This is an optimization exercise on Yosys and OpenROAD, whose aim is small area and a short achievable clock period, not a production implementation.
Function was checked by simulation only, so behaviour that the tests miss may differ from the original.
The series may have gaps, and a smaller design here may also do less where the tests do not look.
No activity file was given, so power comes from the tool's default toggle rates.

==> flow/design.v, too long to show whole: its modules and the start of the top module <==
// module adder_tree45: 4168 lines
module adder_tree45 (
    input  logic          i_clk,
    input  logic          i_ena,
    input  logic [719:0]  i_data,
    input  logic [44:0]   i_input_enable,
    output logic [21:0]   o_data
);
  // ...
==> flow/flow/run.sh <==
#!/bin/bash
# Own layout flow: the standard synthesis, then a netlist pass that removes the
# inverters Yosys's full-adder extraction leaves between full adders (full adders
# are self-dual, so each can work on true or complemented signals), then the standard flow's
# standard layout from floorplan on. Ports are buffered with buf_1 cells.
set -euo pipefail
W=$PWD
R=$W/orfs/results/${FLOW_PLATFORM:-sky130hd}/adder_tree45/base
export BUFFER_PORTS_ARGS="-buffer_cell sky130_fd_sc_hd__buf_1"
bash standard.sh "$R/1_2_yosys.v" > "$W/synth.log" 2>&1
cp "$R/1_2_yosys.v" "$W/1_2_yosys_standard.v"
python3 flow/fixinv.py "$W/1_2_yosys_standard.v" "$R/1_2_yosys.v" > "$W/fixinv.log" 2>&1
bash standard.sh > "$W/layout.log" 2>&1
==> flow/flow/fixinv.py <==
#!/usr/bin/env python3
"""Remove inverters around full adders in a flat sky130hd netlist from Yosys.

A full adder is self-dual: FA(~a,~b,~c) = (~sum, ~cout). Yosys's extract_fa leaves
inverters between full adders; this pass chooses, for every full adder, whether it
computes on true or complemented signals (and, for some gates, the gate or its
complement: and2<->nand2, or2<->nor2, xor2<->xnor2), so that as few inverters as
possible remain. The logic function of every register input and output port is kept.

usage: fixinv.py IN.v OUT.v
"""
import re, sys, random, collections

src = open(sys.argv[1]).read()
OUTPINS = {'X', 'Y', 'Q', 'Q_N', 'SUM', 'COUT', 'HI', 'LO'}
P = 'sky130_fd_sc_hd__'
COMPL = {'and2_1': 'nand2_1', 'nand2_1': 'and2_1', 'or2_1': 'nor2_1', 'nor2_1': 'or2_1',
         'xor2_1': 'xnor2_1', 'xnor2_1': 'xor2_1', 'and3_1': 'nand3_1', 'nand3_1': 'and3_1',
         'or3_1': 'nor3_1', 'nor3_1': 'or3_1'}
AREA = {'and2_1': 6.256, 'nand2_1': 3.7536, 'or2_1': 6.256, 'nor2_1': 3.7536, 'xor2_1': 8.7584,
        'xnor2_1': 8.7584, 'and3_1': 6.256, 'nand3_1': 5.0048, 'or3_1': 6.256, 'nor3_1': 5.0048}
INV_AREA = 3.7536

m = re.search(r'^\s*module\s+(\w+)', src, re.M)
body_start = src.index(';', m.end()) + 1
end = src.rindex('endmodule')
body = src[body_start:end]

# statements of the module body
stmts = [s.strip() for s in body.split(';') if s.strip()]
decls, cells = [], []
cell_re = re.compile(r'^(\S+)\s+(\\\S+\s|\S+)\s*\((.*)\)$', re.S)
ports_out = set()
ports_in = set()
for s in stmts:
    w = s.split(None, 1)[0]
    if w in ('wire', 'input', 'output', 'inout', 'reg'):
        decls.append(s)
        if w in ('input', 'output'):
            mm = re.match(r'(input|output)\s*(\[(\d+):(\d+)\])?\s*(\S+)', s)
            names = []
            if mm.group(2):
                hi, lo = int(mm.group(3)), int(mm.group(4))
                for k in range(min(hi, lo), max(hi, lo) + 1):
                    names.append('%s[%d]' % (mm.group(5), k))
            else:
                names.append(mm.group(5))
            (ports_out if w == 'output' else ports_in).update(names)
        continue
    if w == 'assign':
        sys.exit('assign statements are not handled: ' + s[:80])
    mc = cell_re.match(s)
    if not mc:
        sys.exit('cannot parse: ' + s[:120])
    typ, name, pins = mc.group(1), mc.group(2).strip(), mc.group(3)
    conns = [(p, n.strip()) for p, n in re.findall(r'\.(\w+)\(\s*([^()]*?)\s*\)', pins)]
    cells.append([typ, name, conns])

def short(t):
    return t[len(P):] if t.startswith(P) else t

def is_inv(c):
    return short(c[0]).startswith('inv_')

def is_fa(c):
    return short(c[0]).startswith('fa_')

def is_net(n):
    return n and not re.match(r"^\d+'[bh]", n)

driver = {}
for ci, c in enumerate(cells):
    for p, n in c[2]:
        if p in OUTPINS and is_net(n):
            driver[n] = (ci, p)

# inverters that can be absorbed: output not a port
alias = {}   # net -> input net (net == ~input)
absorbed = set()
for ci, c in enumerate(cells):
    if is_inv(c):
        d = dict(c[2])
        if d['Y'] not in ports_out and is_net(d['A']):
            alias[d['Y']] = d['A']
            absorbed.add(ci)

def root(n):
    q = 0
    while n in alias:
        n = alias[n]; q ^= 1
    return n, q

# loads: (cell index, pin index, root, parity)
loads = collections.defaultdict(list)
for ci, c in enumerate(cells):
    if ci in absorbed:
        continue
    for pi, (p, n) in enumerate(c[2]):
        if p in OUTPINS or not is_net(n):
            continue
        r, q = root(n)
        loads[r].append((ci, pi, q))
roots = sorted(loads.keys())
for n in ports_out:
    r, q = root(n)
    if n in alias:
        sys.exit('absorbed inverter drives port')

# variables
var_of_cell = {}
nvars = 0
locked = set()
for ci, c in enumerate(cells):
    if ci in absorbed:
        continue
    if is_fa(c) or short(c[0]) in COMPL:
        var_of_cell[ci] = nvars; nvars += 1
        for p, n in c[2]:
            if p in OUTPINS and n in ports_out:
                locked.add(nvars - 1)
val = [0] * nvars
# the value a root net carries physically: root XOR avail
def avail(r):
    d = driver.get(r)
    if d is None:
        return 0
    v = var_of_cell.get(d[0])
    return val[v] if v is not None else 0

def need(ci, q):
    v = var_of_cell.get(ci)
    if v is not None and is_fa(cells[v and ci or ci]):
        return q ^ val[v]
    return q

def root_cost(r):
    a = avail(r)
    for ci, pi, q in loads.get(r, ()):
        if need(ci, q) != a:
            return INV_AREA
    return 0.0

def cell_cost(ci):
    c = cells[ci]; t = short(c[0])
    if t in COMPL:
        return AREA[COMPL[t]] if val[var_of_cell[ci]] else AREA[t]
    return 0.0

# roots touched by each variable: its output roots and its input roots
touch = collections.defaultdict(set)
for ci, v in var_of_cell.items():
    for p, n in cells[ci][2]:
        if not is_net(n):
            continue
        if p in OUTPINS:
            touch[v].add(n)
        elif is_fa(cells[ci]):
            touch[v].add(root(n)[0])

def total():
    return sum(root_cost(r) for r in roots) + sum(cell_cost(ci) for ci in var_of_cell)

cell_of_var = {v: ci for ci, v in var_of_cell.items()}
def local(v):
    return sum(root_cost(r) for r in touch[v]) + cell_cost(cell_of_var[v])

before = total()
# Parity union-find: satisfy as many edge constraints (no inverter) as possible,
# heaviest first; node 'G' stands for every fixed-polarity pin.
parent = {}; par = {}
def find(x):
    if x not in parent:
        parent[x] = x; par[x] = 0
    if parent[x] == x:
        return x, 0
    r, p = find(parent[x])
    parent[x] = r; par[x] ^= p
    return r, par[x]
def union(a, b, q):
    (ra, pa), (rb, pb) = find(a), find(b)
    if ra == rb:
        return (pa ^ pb) == q
    if rb == 'G':
        ra, rb, pa, pb = rb, ra, pb, pa
    parent[rb] = ra; par[rb] = pa ^ pb ^ q
    return True
edges = []
def node(ci):
    v = var_of_cell.get(ci)
    return v if v is not None else 'G'
for r in sorted(roots):
    d = driver.get(r)
    src_node = node(d[0]) if d else 'G'
    for ci, pi, q in loads[r]:
        dst = var_of_cell.get(ci)
        dst_node = dst if (dst is not None and is_fa(cells[ci])) else 'G'
        if src_node == 'G' and dst_node == 'G':
            continue
        edges.append((INV_AREA / max(1, len(loads[r])), src_node, dst_node, q))
for ci, v in var_of_cell.items():
    t = short(cells[ci][0])
    if t in COMPL:
        w = AREA[t] - AREA[COMPL[t]]
        edges.append((abs(w), v, 'G', 1 if w > 0 else 0))
    if v in locked:
        edges.append((1e9, v, 'G', 0))
# 1) join full adders along their connections; 2) give each joined group the
# polarity that its fixed-polarity neighbours (registers, gates, ports) prefer.
gedges = []
for w, a, b, q in edges:
    if a == 'G' or b == 'G':
        gedges.append((w, b if a == 'G' else a, q))
    else:
        union(a, b, q)
comp_cost = collections.defaultdict(lambda: [0.0, 0.0])
for w, v, q in gedges:
    r, p = find(v)
    comp_cost[r][p ^ q ^ 1] += w
for v in range(nvars):
    r, p = find(v)
    cc = comp_cost[r]
    flip = 0 if cc[0] <= cc[1] else 1
    val[v] = p ^ flip
mid = total()
pass
rng = random.Random(1)
order = list(range(nvars))
best = before
for it in range(50):
    rng.shuffle(order)
    improved = False
    for v in order:
        if v in locked:
            continue
        c0 = local(v)
        val[v] ^= 1
        c1 = local(v)
        if c1 < c0 - 1e-9:
            improved = True
        else:
            val[v] ^= 1
    if not improved:
        break
after = total()

# rewrite
new_cells = []
new_wires = []
inv_net = {}
k = 0
def phys(r, t):
    """net carrying root r with polarity t"""
    global k
    if t == avail(r):
        return r
    if r not in inv_net:
        k += 1
        nn = '_fxinvn%d_' % k
        new_wires.append(nn)
        new_cells.append([P + 'inv_1', '_fxinv_%d_' % k, [('A', r), ('Y', nn)]])
        inv_net[r] = nn
    return inv_net[r]

out_cells = []
for ci, c in enumerate(cells):
    if ci in absorbed:
        continue
    typ = c[0]
    v = var_of_cell.get(ci)
    if v is not None and short(typ) in COMPL and val[v]:
        typ = P + COMPL[short(typ)]
    swapped = typ != c[0]
    conns = []
    for pi, (p, n) in enumerate(c[2]):
        if p in OUTPINS or not is_net(n):
            if swapped and p in ('X', 'Y'):
                p = 'Y' if p == 'X' else 'X'
            conns.append((p, n)); continue
        r, q = root(n)
        t = q ^ val[v] if (v is not None and is_fa(c)) else q
        conns.append((p, phys(r, t)))
    out_cells.append([typ, c[1], conns])
out_cells += new_cells

# physical nets of flipped drivers keep their names; they now carry the complement,
# which is accounted for above via avail(). Write the netlist.
o = [src[:body_start]]
for d in decls:
    o.append('  %s ;' % d)
for w in new_wires:
    o.append('  wire %s;' % w)
for typ, name, conns in out_cells:
    nm = name if not name.startswith('\\') else name + ' '
    o.append('  %s %s (\n%s\n  );' % (typ, nm, ',\n'.join('    .%s(%s)' % (p, n + ' ' if n.startswith('\\') else n) for p, n in conns)))
o.append('endmodule\n')
open(sys.argv[2], 'w').write('\n'.join(o))
ninv_before = sum(1 for c in cells if is_inv(c))
ninv_after = sum(1 for c in out_cells if short(c[0]).startswith('inv_'))
print('fixinv: inverters %d -> %d, cost %.1f -> %.1f, flipped %d of %d' %
      (ninv_before, ninv_after, before, after, sum(val), nvars), file=sys.stderr)
==> flow/standard.sh <==
#!/bin/bash
# synth_recipe.tcl (not shown) runs the flow's synth.tcl, then flattens the netlist and writes it again
# the make line also repeats each setting of config.mk as NAME=value (left out here)
make -C /OpenROAD-flow-scripts/flow DESIGN_CONFIG=/design/flow/config.mk WORK_HOME=/design/flow/orfs CLKGATE_MAP_FILE= SYNTH_SCRIPT=/design/flow/synth_recipe.tcl "${@:-finish}"
==> flow/config.mk <==
export PLATFORM = sky130hd
export DESIGN_NAME = adder_tree45
export DESIGN_NICKNAME = adder_tree45
export VERILOG_FILES = /design/flow/design.v
export SDC_FILE = /design/flow/constraint.sdc
export NUM_CORES = 4
export LEC_CHECK = 0
export CAP_MARGIN = 20
export CORE_MARGIN = 2
export CORE_UTILIZATION = 40
export CTS_BUF_LIST = sky130_fd_sc_hd__clkbuf_8
export CTS_CLUSTER_SIZE = 30
export SETUP_SLACK_MARGIN = 2.5
export SLEW_MARGIN = 20
==> flow/constraint.sdc <==
create_clock -name core_clock -period 5.5 [get_ports {i_clk}]
set_input_delay 1.1000 -clock core_clock [delete_from_list [all_inputs] [get_ports {i_clk}]]
set_output_delay 1.1000 -clock core_clock [all_outputs]
set_load 0.01 [all_outputs]
==> run_1/port_trees.png <==
Scale: 2 px per um.
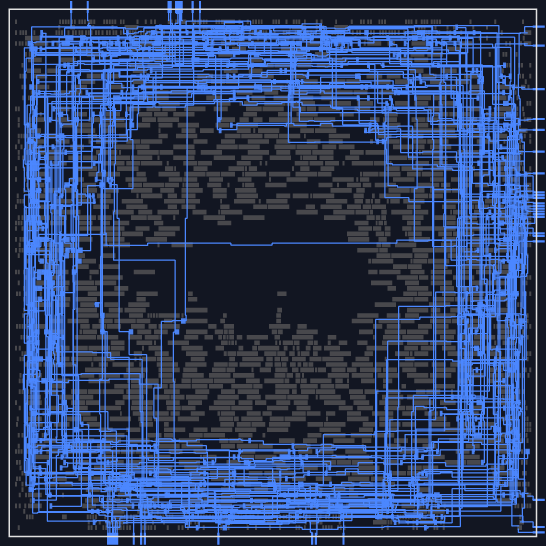
legend:
  i_input_enable:
    colour: blue
    bits: 45
    direction: input
    edge: 22 right, 13 bottom, 10 top
    end_cells: 720
    buffers: 47
    wire: 40.7 mm
Port Buf Inserts: 788
num ports: 789

==> run_1/util_map.png <==
Scale: 1.5 px per um. 26 x 26 tiles, from white (low) to dark blue (high), 0 to 100% covered.
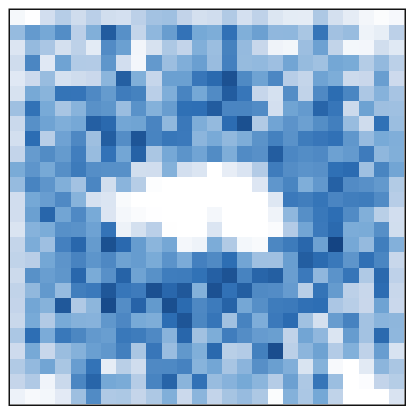
mean over tiles: 46%
nearly empty tiles: 5.6%
tiles over 75% full: 8.7%
emptiest ninth of the die: middle

==> run_1/pinout.png <==
Scale: 1.5 px per um. Pins as bars across the die edge, other pins in grey.
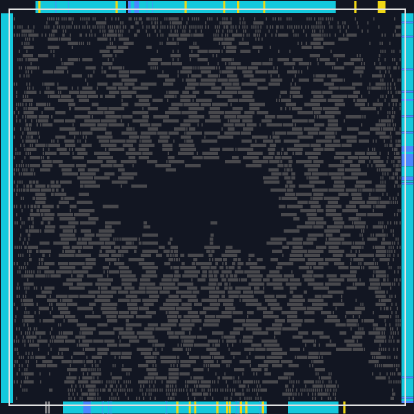
legend:
  i_data:
    colour: cyan
    pins: 720
    direction: input
    edge: 199 top, 191 left, 169 right, 161 bottom
  o_data:
    colour: yellow
    pins: 22
    direction: output
    edge: 12 top, 10 bottom
  i_input_enable:
    colour: blue
    pins: 45
    direction: input
    edge: 22 right, 13 bottom, 10 top
all pins by edge: 221 top, 191 left, 191 right, 186 bottom

==> impl_metrics.py, run 1 <==
metrics = {
    "critical_path": {
        "crit_type": "in -> reg",
        "crit_path_max_fanout": 17,
        "cpLargestDelayFamily": "adder cells",
        "critical_path_buf_inv_count": 1,
        "cpPeakStageDelay_ps": 690,
        "cp_common_cell": "fa_1",
        "crit_required_ps": 5830,
        "cp.arrival_ps": 3390,
        "crit_path_end_kind": "register",
        "startpoint_type": "input port",
        "slowest_stage": "fa_1",
        "cp_num_cells": 5,
        "reg2reg_depth": 5,
        "rrSetupSlack_ps": 2520,
        "crit_chain": "clkbuf_8 -> nand2_1 -> fa_1 -> fa_1 -> fa_1",
    },
    "layout": {
        "final_core_util_pct": 49.2,
        "drive_gt1_share_pct": 9.69,
        "buffers": 806,
        "final-clk-cell-share_pct": 3.27,
        "seq_cells": 300,
        "layout_common_cells": "buf_1, nand2_1, fa_1",
        "antenna_cells": 3,
        "clock_buffers": 55,
        "final-seq-area_um2": 9010,
        "final_cells": 3611,
        "dominant_cells": "multi-input gates",
        "num-nonclk-inverters": 37,
        "nNetsFinal": 4186,
        "final_common_cell": "buf_1",
        "fin_area_um2": 32500,
        "multi_input_area_um2": 17800,
        "sh_seq_area_pct": 27.7,
        "fill_cells": 5981,
        "final-nonclk-buf-share_pct": 10.5,
        "multi_input_area_share_pct": 54.8,
        "syn_to_final_growth_pct": 21.3,
        "multiInputCombCellCount": 1500,
    },
    "worst_hold_path": {
        "holdCritPathClass": "reg -> reg",
        "hold_depth": 1,
    },
    "floorplanning": {
        "tap_cells": 864,
        "die_x_um": 263,
        "die_area_um2": 69100,
        "row_count": 94,
        "die_h_um": 263,
        "coreArea_um2": 66100,
        "start_util_pct": 40.6,
    },
    "place": {
        "hpwlAfterDp_mm": 89.5,
        "dp_slack_ps": 1330,
        "place_inst": 3495,
        "gp_congestion": 1.01,
        "placed_cell_area_um2": 30900,
    },
    "power": {
        "peakVddDrop_v": 0.000421,
        "clkPwrFrac_pct": 12.9,
        "power_mw": 16.4,
        "power_clock_mw": 2.11,
        "combPwrFrac_pct": 57.8,
        "top_power_group": "combinational logic",
        "seq_power_share_pct": 29.3,
        "p_switching_mw": 6.55,
        "seq-power_mw": 4.81,
        "comb_power_mw": 9.48,
        "power_switching_share_pct": 39.9,
        "p_leak_nw": 11.1,
        "p_int_mw": 9.85,
        "p_per_area_nw_per_um2": 504,
    },
    "yosys": {
        "netlist_instances": 1897,
        "yosysWarnings": 1,
        "syn_area_per_cell_um2": 14.1,
        "syn-num-nets": 3384,
        "synthesis.area_um2": 26800,
    },
    "sta": {
        "hold_violations": 0,
        "fin_worst_skew_ps": 23.0,
        "fin_crit_sh_pct": 55.6,
        "tightest_slew_ps": 772,
        "max_freq_mhz": 327,
        "tns_ps": 0,
        "setup_viol": 0,
        "drv_slew": 0,
        "fin_ws_ps": 2440,
        "period_minus_slack_ps": 3060,
        "rsz0062_at_grt": "yes",
        "holdWs_ps": 495,
        "relSlewSlack_pct": 48.5,
    },
    "drt": {
        "ant_nets": 0,
        "wl_met1_mm": 43.4,
        "wire_per_inst_um": 32.5,
        "wl_mm": 117,
        "wl_met3_mm": 12.1,
        "vias": 19980,
        "first_iter_violations": 2289,
        "viasPerCell": 5.53,
        "top_layer_used": "met5",
        "first_pass_iters": 5,
        "drc": 0,
        "wl_met2_mm": 54.0,
    },
    "cts": {
        "postCtsHoldBufs": 0,
        "clk_pin_slew_worst_paths_ps": 60,
        "cts_root_buffer": "clkbuf_8",
        "cts.sinks": 300,
        "htree_levels": 2,
        "ctsResizeCount": 96,
        "insertion_delay_ps": 610,
        "cts_tree": "yes",
        "post_cts_buffers": 8,
        "cts_buffers": 54,
        "ctsLongestPathBuffers": 3,
    },
    "run_status": {
        "status": "timing/DRC/antenna clean",
    },
    "global_routing": {
        "met3_usage_pct": 9.56,
        "grtUsageMet1_pct": 43.9,
        "met2_usage_pct": 54.2,
        "grt_pass1_wl_mm": 164,
        "grt_pass1_vias": 22716,
        "grt_remaining_overflow": 0,
        "grt_use_total_pct": 34.4,
        "grt_max_degree": 127,
        "antenna_found_initial": 8,
        "top_usage_layer": "met2",
    },
    "run": {
        "cap_violations": 0,
    },
}
--- run 2 (diff from run 1) ---
--- a/flow/config.mk
+++ b/flow/config.mk
@@ -5,10 +5,10 @@
 export SDC_FILE = /design/flow/constraint.sdc
 export NUM_CORES = 4
 export LEC_CHECK = 0
-export CAP_MARGIN = 20
+export CAP_MARGIN = 5
 export CORE_MARGIN = 2
 export CORE_UTILIZATION = 40
 export CTS_BUF_LIST = sky130_fd_sc_hd__clkbuf_8
 export CTS_CLUSTER_SIZE = 30
 export SETUP_SLACK_MARGIN = 2.5
-export SLEW_MARGIN = 20
+export SLEW_MARGIN = 5
==> run_2/route_heat.png <==
Scale: 1.5 px per um. 26 x 26 tiles, from white (low) to dark blue (high), scaled to the fullest tile. Values are wire area over tile area, all layers added.
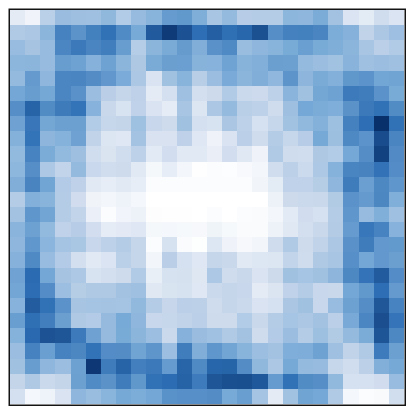
emptiest ninth of the die: middle
tiles over half the peak: 31%
fullest tile: 0.75
nearly empty tiles: 3.7%
mean over tiles: 0.29

==> run_2/critical_path.png <==
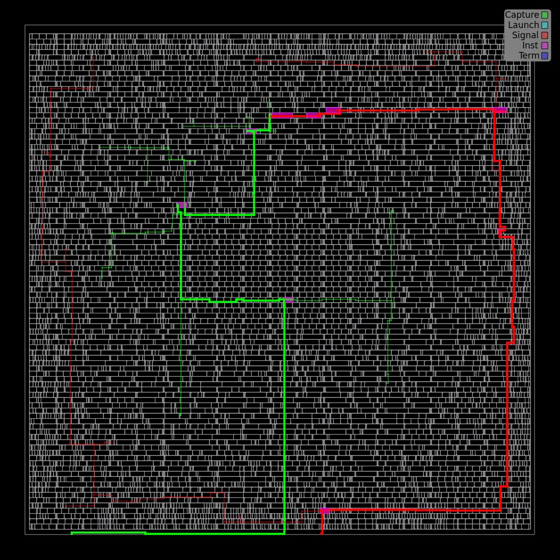
final core occ: 49.2%
Sum Neg Setup Slack: 0 ps
Final WS setup: 2440 ps
min Tclk post-route: 3060 ps

==> run_2/congestion_map.png <==
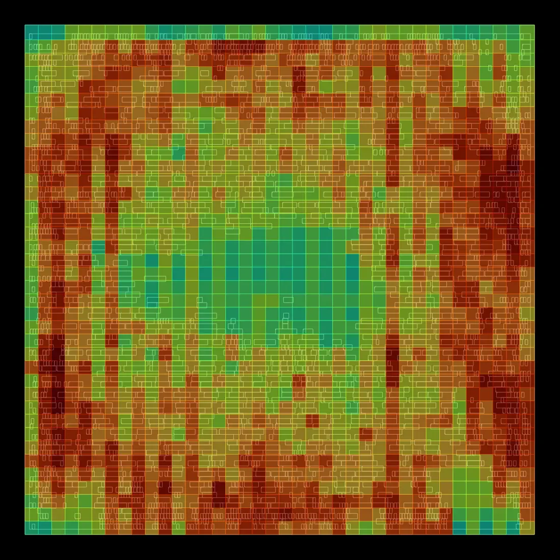
met1 Track Usage GR: 43.9%
routing usage on met2: 54.2%
met3 usage: 9.56%

==> impl_metrics.py, run 2 <==
metrics = {
    "sta": {
        "relSlewSlack_pct": 48.5,
        "max_freq_mhz": 327,
        "hold_violations": 0,
        "rsz0062_at_grt": "yes",
        "holdWs_ps": 495,
        "drv_slew": 0,
        "tightest_slew_ps": 772,
        "setup_viol": 0,
        "fin_worst_skew_ps": 23.0,
        "fin_crit_sh_pct": 55.6,
    },
    "power": {
        "p_per_area_nw_per_um2": 504,
        "power_switching_share_pct": 39.9,
        "clkPwrFrac_pct": 12.9,
        "seq-power_mw": 4.81,
        "top_power_group": "combinational logic",
        "p_leak_nw": 11.1,
        "power_clock_mw": 2.11,
        "comb_power_mw": 9.48,
        "p_int_mw": 9.85,
        "seq_power_share_pct": 29.3,
        "p_switching_mw": 6.55,
        "combPwrFrac_pct": 57.8,
        "power_mw": 16.4,
        "peakVddDrop_v": 0.000421,
    },
    "layout": {
        "num-nonclk-inverters": 37,
        "nNetsFinal": 4186,
        "seq_cells": 300,
        "drive_gt1_share_pct": 9.69,
        "layout_common_cells": "buf_1, nand2_1, fa_1",
        "multiInputCombCellCount": 1500,
        "final-nonclk-buf-share_pct": 10.5,
        "dominant_cells": "multi-input gates",
        "fill_cells": 5981,
        "final-clk-cell-share_pct": 3.27,
        "final-seq-area_um2": 9010,
        "syn_to_final_growth_pct": 21.3,
        "multi_input_area_share_pct": 54.8,
        "fin_area_um2": 32500,
        "antenna_cells": 3,
        "final_common_cell": "buf_1",
        "multi_input_area_um2": 17800,
        "clock_buffers": 55,
        "buffers": 806,
        "final_cells": 3611,
        "sh_seq_area_pct": 27.7,
    },
    "run": {
        "cap_violations": 0,
    },
    "floorplanning": {
        "die_h_um": 263,
        "die_area_um2": 69100,
        "die_x_um": 263,
        "row_count": 94,
        "coreArea_um2": 66100,
        "tap_cells": 864,
        "start_util_pct": 40.6,
        "io_pins": 789,
    },
    "critical_path": {
        "cp_num_cells": 5,
        "crit_required_ps": 5830,
        "crit_path_max_fanout": 17,
        "crit_path_end_kind": "register",
        "cp_common_cell": "fa_1",
        "crit_chain": "clkbuf_8 -> nand2_1 -> fa_1 -> fa_1 -> fa_1",
        "reg2reg_depth": 5,
        "critical_path_buf_inv_count": 1,
        "crit_type": "in -> reg",
        "startpoint_type": "input port",
        "cpLargestDelayFamily": "adder cells",
        "cp.arrival_ps": 3390,
        "rrSetupSlack_ps": 2520,
        "slowest_stage": "fa_1",
        "cpPeakStageDelay_ps": 690,
    },
    "cts": {
        "post_cts_buffers": 8,
        "htree_levels": 2,
        "cts_tree": "yes",
        "cts.sinks": 300,
        "cts_buffers": 54,
        "clk_pin_slew_worst_paths_ps": 60,
        "ctsResizeCount": 96,
        "cts_root_buffer": "clkbuf_8",
        "postCtsHoldBufs": 0,
        "ctsLongestPathBuffers": 3,
        "insertion_delay_ps": 610,
    },
    "worst_hold_path": {
        "holdCritPathClass": "reg -> reg",
        "hold_depth": 1,
    },
    "yosys": {
        "syn-num-nets": 3384,
        "netlist_instances": 1897,
        "syn_area_per_cell_um2": 14.1,
        "synthesis.area_um2": 26800,
        "yosysWarnings": 1,
    },
    "global_routing": {
        "grt_pass1_vias": 22716,
        "grt_use_total_pct": 34.4,
        "grt_remaining_overflow": 0,
        "antenna_found_initial": 8,
        "grt_max_degree": 127,
        "top_usage_layer": "met2",
        "grt_pass1_wl_mm": 164,
    },
    "place": {
        "io_buffers": 788,
        "dp_slack_ps": 1330,
        "hpwlAfterDp_mm": 89.5,
        "gp_congestion": 1.01,
        "place_inst": 3495,
        "placed_cell_area_um2": 30900,
    },
    "drt": {
        "vias": 19980,
        "wl_met3_mm": 12.1,
        "wire_per_inst_um": 32.5,
        "wl_met2_mm": 54.0,
        "ant_nets": 0,
        "first_pass_iters": 5,
        "viasPerCell": 5.53,
        "first_iter_violations": 2289,
        "wl_met1_mm": 43.4,
        "top_layer_used": "met5",
        "wl_mm": 117,
        "drc": 0,
    },
    "run_status": {
        "status": "timing/DRC/antenna clean",
    },
}
--- run 3 (diff from run 2) ---
==> flow/config.mk (replaced) <==
export PLATFORM = sky130hd
export DESIGN_NAME = adder_tree45
export DESIGN_NICKNAME = adder_tree45
export VERILOG_FILES = /design/flow/design.v
export SDC_FILE = /design/flow/constraint.sdc
export NUM_CORES = 4
export LEC_CHECK = 0
export CAP_MARGIN = 20
export CORE_MARGIN = 2
export CORE_UTILIZATION = 40
export SETUP_SLACK_MARGIN = 2.5
export SLEW_MARGIN = 20
==> impl_metrics.py, run 3 <==
metrics = {
    "place": {
        "io_buffers": 788,
        "place_inst": 3495,
        "hpwlAfterDp_mm": 89.5,
        "dp_slack_ps": 1330,
        "placed_cell_area_um2": 30900,
        "gp_congestion": 1.01,
    },
    "cts": {
        "post_cts_buffers": 6,
        "postCtsHoldBufs": 0,
        "cts_tree": "yes",
        "cts_buffers": 37,
        "cts.sinks": 300,
        "insertion_delay_ps": 550,
        "clk_pin_slew_worst_paths_ps": 60,
        "cts_root_buffer": "clkbuf_16",
        "htree_levels": 2,
        "ctsLongestPathBuffers": 3,
        "ctsResizeCount": 97,
    },
    "drt": {
        "first_iter_violations": 2212,
        "viasPerCell": 5.52,
        "ant_nets": 0,
        "drc": 0,
        "wl_met1_mm": 42.6,
        "first_pass_iters": 6,
        "wl_met3_mm": 12.9,
        "wl_met2_mm": 54.0,
        "top_layer_used": "met5",
    },
    "global_routing": {
        "grt_pass1_vias": 22428,
        "top_usage_layer": "met2",
        "grt_max_degree": 127,
        "grt_remaining_overflow": 0,
        "grtUsageMet1_pct": 44.0,
        "antenna_found_initial": 5,
        "grt_pass1_wl_mm": 163,
    },
    "yosys": {
        "yosysWarnings": 1,
        "syn-num-nets": 3384,
        "synthesis.area_um2": 26800,
        "syn_area_per_cell_um2": 14.1,
        "netlist_instances": 1897,
    },
    "power": {
        "seq_power_share_pct": 29.1,
        "p_leak_nw": 11.1,
        "peakVddDrop_v": 0.000388,
        "comb_power_mw": 9.41,
        "top_power_group": "combinational logic",
        "power_switching_share_pct": 39.2,
        "p_per_area_nw_per_um2": 507,
        "power_clock_mw": 2.31,
        "p_switching_mw": 6.48,
        "seq-power_mw": 4.80,
        "clkPwrFrac_pct": 14.0,
        "power_mw": 16.5,
        "combPwrFrac_pct": 56.9,
        "p_int_mw": 10.0,
    },
    "layout": {
        "clock_buffers": 48,
        "nNetsFinal": 4171,
        "num-nonclk-inverters": 37,
        "final_cells": 3577,
        "sh_seq_area_pct": 27.6,
        "fill_cells": 5936,
        "antenna_cells": 1,
        "final-seq-area_um2": 9010,
        "final_common_cell": "buf_1",
        "fin_area_um2": 32600,
        "syn_to_final_growth_pct": 21.6,
        "buffers": 808,
        "multi_input_area_share_pct": 54.5,
        "final-nonclk-buf-share_pct": 10.7,
        "multiInputCombCellCount": 1500,
        "final_core_util_pct": 49.3,
        "dominant_cells": "multi-input gates",
        "seq_cells": 300,
        "multi_input_area_um2": 17800,
        "layout_common_cells": "buf_1, nand2_1, fa_1",
        "final-clk-cell-share_pct": 3.46,
        "drive_gt1_share_pct": 9.03,
    },
    "floorplanning": {
        "die_area_um2": 69100,
        "io_pins": 789,
        "tap_cells": 864,
        "start_util_pct": 40.6,
        "coreArea_um2": 66100,
        "row_count": 94,
        "die_h_um": 263,
        "die_x_um": 263,
    },
    "critical_path": {
        "reg2reg_depth": 5,
        "crit_type": "in -> reg",
        "crit_required_ps": 5790,
        "cpLargestDelayFamily": "adder cells",
        "cp.arrival_ps": 3330,
        "rrSetupSlack_ps": 2540,
        "cp_common_cell": "fa_1",
        "crit_chain": "clkbuf_8 -> nand2_1 -> fa_1 -> fa_1 -> fa_1",
        "critical_path_buf_inv_count": 1,
        "startpoint_type": "input port",
        "crit_path_max_fanout": 16,
        "cpPeakStageDelay_ps": 640,
        "cp_num_cells": 5,
        "crit_path_end_kind": "register",
        "slowest_stage": "fa_1",
    },
    "sta": {
        "max_freq_mhz": 328,
        "fin_ws_ps": 2460,
        "holdWs_ps": 509,
        "drv_slew": 0,
        "fin_worst_skew_ps": 21.0,
        "rsz0062_at_grt": "yes",
        "tns_ps": 0,
        "period_minus_slack_ps": 3040,
        "setup_viol": 0,
        "fin_crit_sh_pct": 55.4,
        "hold_violations": 0,
        "tightest_slew_ps": 809,
        "relSlewSlack_pct": 46.1,
    },
    "run": {
        "cap_violations": 0,
    },
    "worst_hold_path": {
        "holdCritPathClass": "reg -> reg",
        "hold_depth": 1,
    },
    "run_status": {
        "status": "timing/DRC/antenna clean",
    },
}
==> run_3/congestion_map.png <==
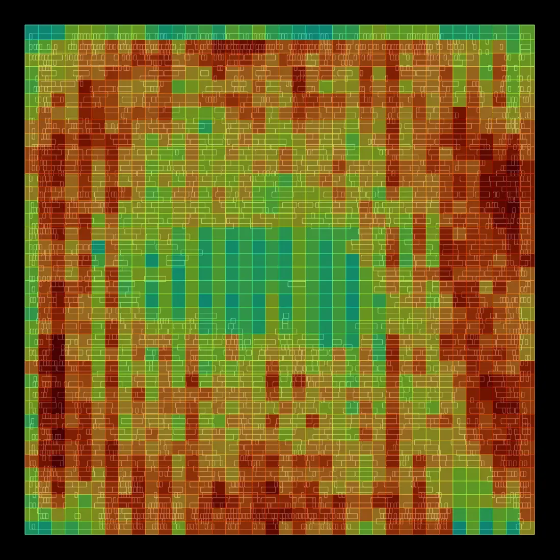
post-DR wirelength/cell: 32.7 um
GRT Total Usage: 34.4%
met3 usage: 9.62%
routing usage on met2: 54.3%

==> run_3/port_trees.png <==
Scale: 2 px per um.
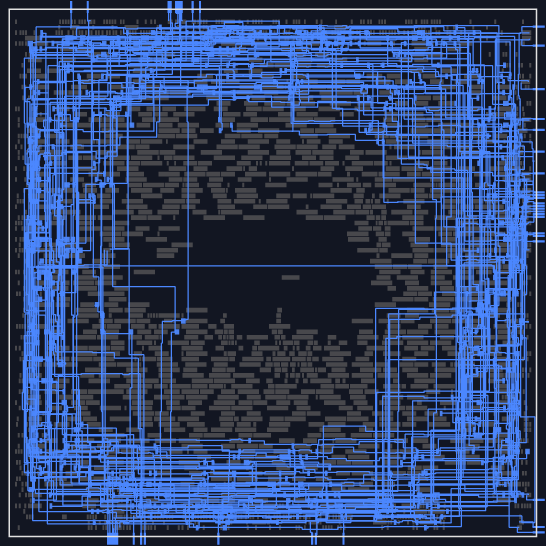
legend:
  i_input_enable:
    colour: blue
    bits: 45
    direction: input
    edge: 22 right, 13 bottom, 10 top
    end_cells: 720
    buffers: 47
    wire: 40.6 mm

==> run_3/pinout.png <==
Scale: 1.5 px per um. Pins as bars across the die edge, other pins in grey.
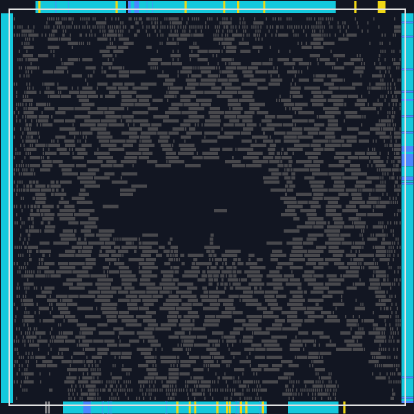
legend:
  i_input_enable:
    colour: blue
    pins: 45
    direction: input
    edge: 22 right, 13 bottom, 10 top
  i_data:
    colour: cyan
    pins: 720
    direction: input
    edge: 199 top, 191 left, 169 right, 161 bottom
  o_data:
    colour: yellow
    pins: 22
    direction: output
    edge: 12 top, 10 bottom
all pins by edge: 221 top, 191 left, 191 right, 186 bottom

==> run_3/route_heat.png <==
Scale: 1.5 px per um. 26 x 26 tiles, from white (low) to dark blue (high), scaled to the fullest tile. Values are wire area over tile area, all layers added.
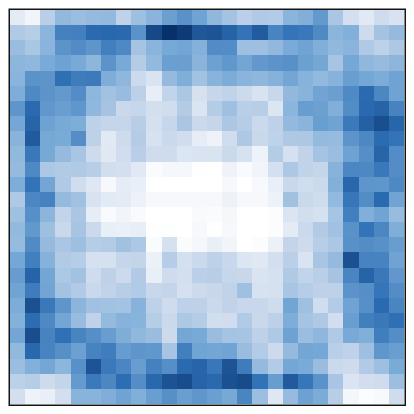
mean over tiles: 0.29
nearly empty tiles: 3.6%
emptiest ninth of the die: middle
DRT Wirelength: 117 mm
via count: 19,733

[afterwards: timing with drivers on the ports]
How much do the figures lean on ideal ports? The routed layouts below were timed once more, with nothing changed but the port constraints.
Step 1 assumes that a clkbuf_16 drives the clock port and a buf_2 every other input.
Step 2 also shifts input and output timing later by t, the mid clock arrival at the registers, as if the neighbouring blocks saw the same clock.
a / b / c = ideal / step 1 / step 2; a / b = the first two.
| run | shift t [ns] | setup WS [ns] | clock arrival spread, ns | worst data-port slew with drivers (ns) |
|---|---|---|---|---|
| run 1 | 0.659 | 2.441 / 2.452 / 1.793 | 0.028 / 0.028 | 0.11 |
| run 2 | 0.659 | 2.441 / 2.452 / 1.793 | 0.028 / 0.028 | 0.11 |
| run 3 | 0.593 | 2.455 / 2.476 / 1.882 | 0.022 / 0.023 | 0.11 |
After both steps setup and hold are still met in every run listed.
